Context: an optimization exercise on an open-source flow, tuned for small area and a short achievable clock period. The choices shown serve that exercise and are no tape-out recipe. In this exercise RTL edits were held to simulation tests only and were not proved equivalent to the original. No activity file was given, so power comes from the tool's default toggle rates.

===== design/flow/run.sh =====
#!/bin/bash
# synth_recipe.tcl (not shown) runs the flow's synth.tcl, then flattens the netlist and writes it again
# the make line also repeats each setting of config.mk as NAME=value (left out here)
make -C /OpenROAD-flow-scripts/flow DESIGN_CONFIG=/design/flow/config.mk WORK_HOME=/design/flow/orfs CLKGATE_MAP_FILE= SYNTH_SCRIPT=/design/flow/synth_recipe.tcl finish

===== design/flow/config.mk =====
export PLATFORM = sky130hd
export DESIGN_NAME = apb_dut
export DESIGN_NICKNAME = apb_dut
export VERILOG_FILES = /design/flow/design.v
export SDC_FILE = /design/flow/constraint.sdc
export NUM_CORES = 4
export LEC_CHECK = 0
export CAP_MARGIN = 20
export CORE_MARGIN = 2
export CORE_UTILIZATION = 40
export SLEW_MARGIN = 20

===== design/flow/constraint.sdc =====
create_clock -name core_clock -period 4.2 [get_ports {PCLK}]
set_input_delay 0.8400 -clock core_clock [delete_from_list [all_inputs] [get_ports {PCLK}]]
set_output_delay 0.8400 -clock core_clock [all_outputs]
set_load 0.01 [all_outputs]

===== design/flow/design.v =====
module apb_dut (
  input  wire        PSEL,
  input  wire        PENABLE,
  input  wire [31:0] PADDR,
  input  wire        PWRITE,
  input  wire [31:0] PWDATA,
  input  wire        PCLK,
  input  wire        PRESET,
  output reg  [31:0] PRDATA,
  output reg         PREADY,
  output reg         PSLVERR
);
  parameter IDLE   = 2'b00;
  parameter SETUP  = 2'b01;
  parameter ACCESS = 2'b10;
  reg [1:0] ps, ns;  
  reg [31:0] mem [31:0];  
  reg        mem_we;      
  always @(posedge PCLK) begin
    if (PRESET) begin
      ps <= IDLE;
    end else begin
      ps <= ns;
    end
  end
  always @(posedge PCLK) begin
    if (mem_we) begin
      mem[PADDR[4:0]] <= PWDATA;
    end
  end
  always @(*) begin
    ns      = ps;
    PREADY  = 1'b0;  
    PSLVERR = 1'b0;  
    mem_we  = 1'b0;
    PRDATA  = mem[PADDR[4:0]];
    case (ps)
      IDLE: begin
        if (PSEL == 1'b1 && PENABLE == 1'b0) begin
          ns = SETUP;
        end else begin
          ns = IDLE;
        end
      end
      SETUP: begin
        if (PSEL == 1'b1 && PENABLE == 1'b1) begin
          ns     = ACCESS;
          PREADY = 1'b1;  
          if (PADDR >= 32) begin  
            PSLVERR = 1'b1;
          end else begin
            if (PWRITE) begin
              mem_we = 1'b1;
            end
          end
        end else if (PSEL == 1'b1 && PENABLE == 1'b0) begin
          ns = SETUP;
        end else begin
          ns = IDLE;
        end
      end
      ACCESS: begin
        PREADY = 1'b1;  
        if (PADDR >= 32) begin
          PSLVERR = 1'b1;
        end
        if (PSEL == 1'b1 && PENABLE == 1'b0) begin
          ns = SETUP;
        end else if (PSEL == 1'b0 && PENABLE == 1'b0) begin
          ns = IDLE;
        end else begin
          ns = IDLE;
        end
      end
      default: ns = IDLE;
    endcase
  end
endmodule

Fig. 1: signal wires by layer
Only two layers are drawn.
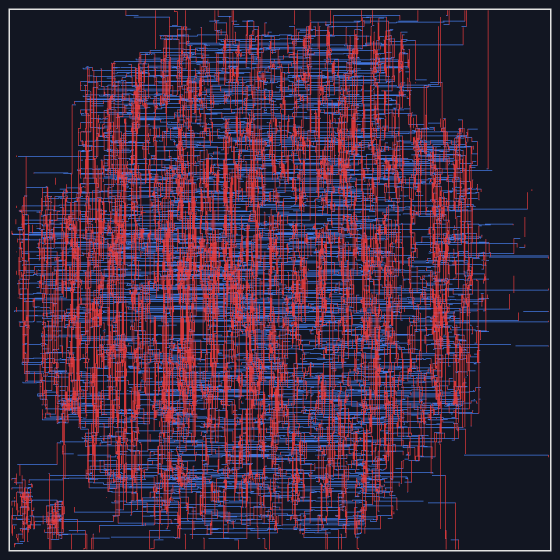
Key: blue = M1 [wire length 43.7 mm]; red = M2 [wire length 49.2 mm]

==> results.ini <==
[power]
seq_power_share_pct = 54.1
leakage_nw = 16.6
intPower_mw = 16.5
pwr-share-comb_pct = 4.8
clockPowerShare_pct = 41.1
p_sw_share_pct = 20.9
peakVddDrop_mv = 0.371
power_switching_mw = 4.34
design_power_total_mw = 20.8

[synth]
synth_area_leaders = edfxtp_1, mux2i_1, o22ai_1
synth.top_cell.area_share_pct = 77.9
async_flop_share_pct = 0
synth_cells = 2106
ys.flop_type = edfxtp_1
netlist_area_um2 = 39500
yosys_warnings = 1
ys_types = 35
synth_area_leader_cell = edfxtp_1
synth_area_per_cell_um2 = 18.7
synth.most_common_cell = edfxtp_1
synth-edff-count = 1024
ys_seq_area_share_pct = 78.0
ys_ff_latch = 1026
netlist_top_cells_count = edfxtp_1, mux2i_1, o22ai_1, buf_2, nor4_1

[cells_and_area]
layout.cells.most_common_list = edfxtp_1, mux2i_1, o22ai_1
final_common_cell = edfxtp_1
nNetsFinal = 2443
layoutNonFillerInstCount = 3740
syn_to_final_growth_pct = 19.2
post_route_cells_drive_above_1_share_pct = 17.0
n_fill_cell = 8111
final_core_util_pct = 48.0
finalInstanceArea_um2 = 47100

[sta]
finalCritPeriodShare_pct = 98.3
worst_slack_ns = 0.0724
finalHoldViolCount = 0
tns_ns = 0
slew_headroom_pct = 27.4
fmax_ghz = 0.242
setup_viol_count_final = 0
worstMarginPinSlew_ns = 1.09
finalClockSkew_ns = 0.0145
slew_violations = 0

[routing]
drt-initial-drc-count = 2056
route.met3.wl_mm = 7.09
routed-wl-met2_mm = 49.2
via_per_inst = 5.65
wl_met1_mm = 43.7
drc_errors = 0
vias = 21100
wl_per_cell_um = 27.4
drt-total-wl_mm = 102
final_antenna_net_count = 0
dr.pass1.iters = 5

[floorplan]
num_rows = 115
core_um2 = 98100
die_x_um = 318
pin_count = 103
die_h_um = 318
start_util_pct = 40.2
die_area_um2 = 101000

[clock_network]
cts_root_buf = clkbuf_16
numCtsBuffers = 102
clockBufferDepth = 3
clk-insertion-delay-late_ns = 0.67
cts_tree = done
clkTransAtPathRegs_ns = 0.06
h-tree-depth = 3
clock-sinks = 1026

[worst_setup_path]
r2r_start = ps[1]
cpLargestDelayFamily = buffers and inverters
critPathKind = input port to primary output
required_ns = 3.36
cp_slowest_cell = clkdlybuf4s50_1
reg2reg_to = mem[9][0]
start_kind = input port
r2r_setup_slack_ns = 1.46
crit_start = PADDR[0]
arrival_ns = 3.29
critPathMaxFanout = 12
path_cells = clkdlybuf4s50_1 -> buf_4 -> buf_6 -> nand4b_1 -> buf_12 -> buf_4 -> o22ai_2 -> nor4_1 -> nand2_1 -> clkdlybuf4s50_1
critPathMaxStageDelay_ns = 0.50
worst-path-stages = 10
r2r_cells = 8
end_kind = primary output
cp-endpoint = PRDATA[13]

[min_path]
hold_path.class = input port to flop
whs_endpoint = mem[4][7]
hold_depth = 1
hold_start = PWDATA[7]

[global_route]
met2_usage_pct = 32.8
grt_util_met3_pct = 3.40
grt_max_degree = 40
grt_pass1_vias = 21300
antenna_found_initial = 4
grt.busiest_layer = met2
grt_usage_pct = 19.9
overflow = 0
met1_usage_pct = 27.2
grt_pass1_wl_mm = 146

[status]
outcome = no timing/DRC/antenna violations

[placed_design]
hpwl_mm = 58.7
dp_cells = 3538
port_buffers = 102
gp_congestion = 0.776
placed_area_um2 = 43600

[flow_run]
max_cap_viol_count = 0

Fig. 2: cells by drive strength
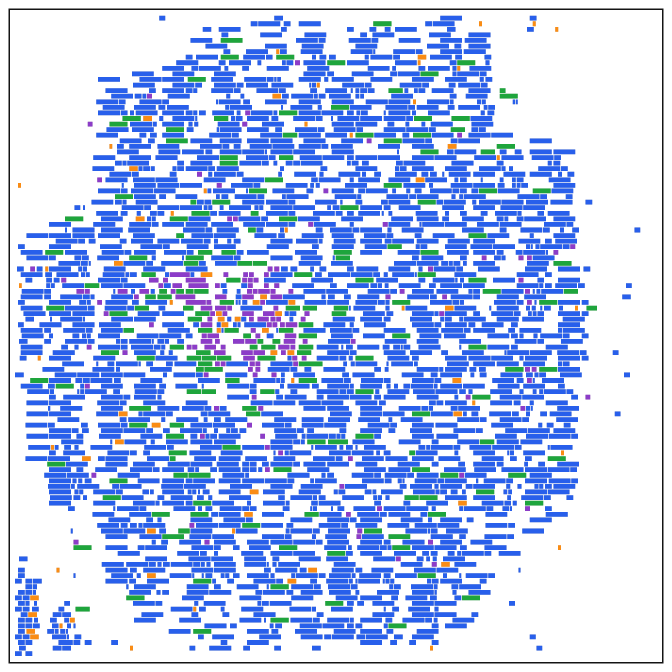
Key: green = x6 and larger [cells 183, share 7.5%, most used clkbuf_16]; purple = x3 and x4 [cells 159, share 6.5%, most used buf_4]; blue = x1 and smaller [cells 2036, share 83%, most used edfxtp_1]; orange = x2 [cells 74, share 3.0%, most used clkinv_2]

==> registers in the layout, indices dropped and copies added (netlist names) <==
| register | cells |
|---|---|
| ps | 2 |
| mem | 1024 |
==> final cells by class <==
class	count	area (µm²)	share of cell area, %
inverters	2	7.51	0.0160
clock buffers	125	2660	5.65
well taps	1287	1610	3.42
repair buffers	292	3140	6.66
flip-flops and latches	1026	30800	65.4
multi-input cells	946	8380	17.8
clock inverters	61	475	1.01
diodes	1	2.50	0.00532
==> power by group through the flow <==
stage	clock network, mW	registers, mW	logic (mW)
6_report	8.57	11.3	1.00
5_1_grt	9.14	11.3	1.07
4_1_cts	8.73	11.3	1.02
3_5_place_dp	0	11.5	1.01
3_3_place_gp	0	11.5	0.991
2_1_floorplan	0	11.5	0.469
==> cells by family after synthesis <==
logic type,synth area share (%)
buffers and inverters,1.88
AND/OR/NAND/NOR,2.89
multiplexers,13.0
AO/OA/AOI/OAI,4.12
flip-flops,78.0
adder cells (fa/ha/maj),0.127
==> what timing repair did <==
item                                    CTS  global route
endpoints found under the setup margin   32            16
buffers inserted                          5             7
pin swaps                                 8             3
hold buffers                              0             0
gates cloned                              3             0
resized for setup                        52            22

-- separate check: timing with driven ports --
In the flow no input, the clock included, has a driving cell. The finished layout below was timed again as built, in two steps. Step 1, drivers: a clkbuf_16 drives PCLK and a buf_2 each remaining input, both assumed. Step 2 moves the port delays by t, midway between the first and last clock arrival at a register: inputs arrive t later, outputs are due t later. That takes back most of the time a late clock gives input paths. a / b / c = ideal ports / drivers / drivers and shift; a / b = the first two.
t (ns): 0.732
slack for setup (ns): 0.072 / 0.050 / 0.050
hold slack, ns: 0.704 / 0.656 / 0.723
worst slew at a driven data input, ns: 0.11
pins driven straight from the clock port: 1
After both steps setup and hold are still met in this run. The setup slack of this run moves by -0.022 ns with the drivers and by -0.022 ns with both steps.
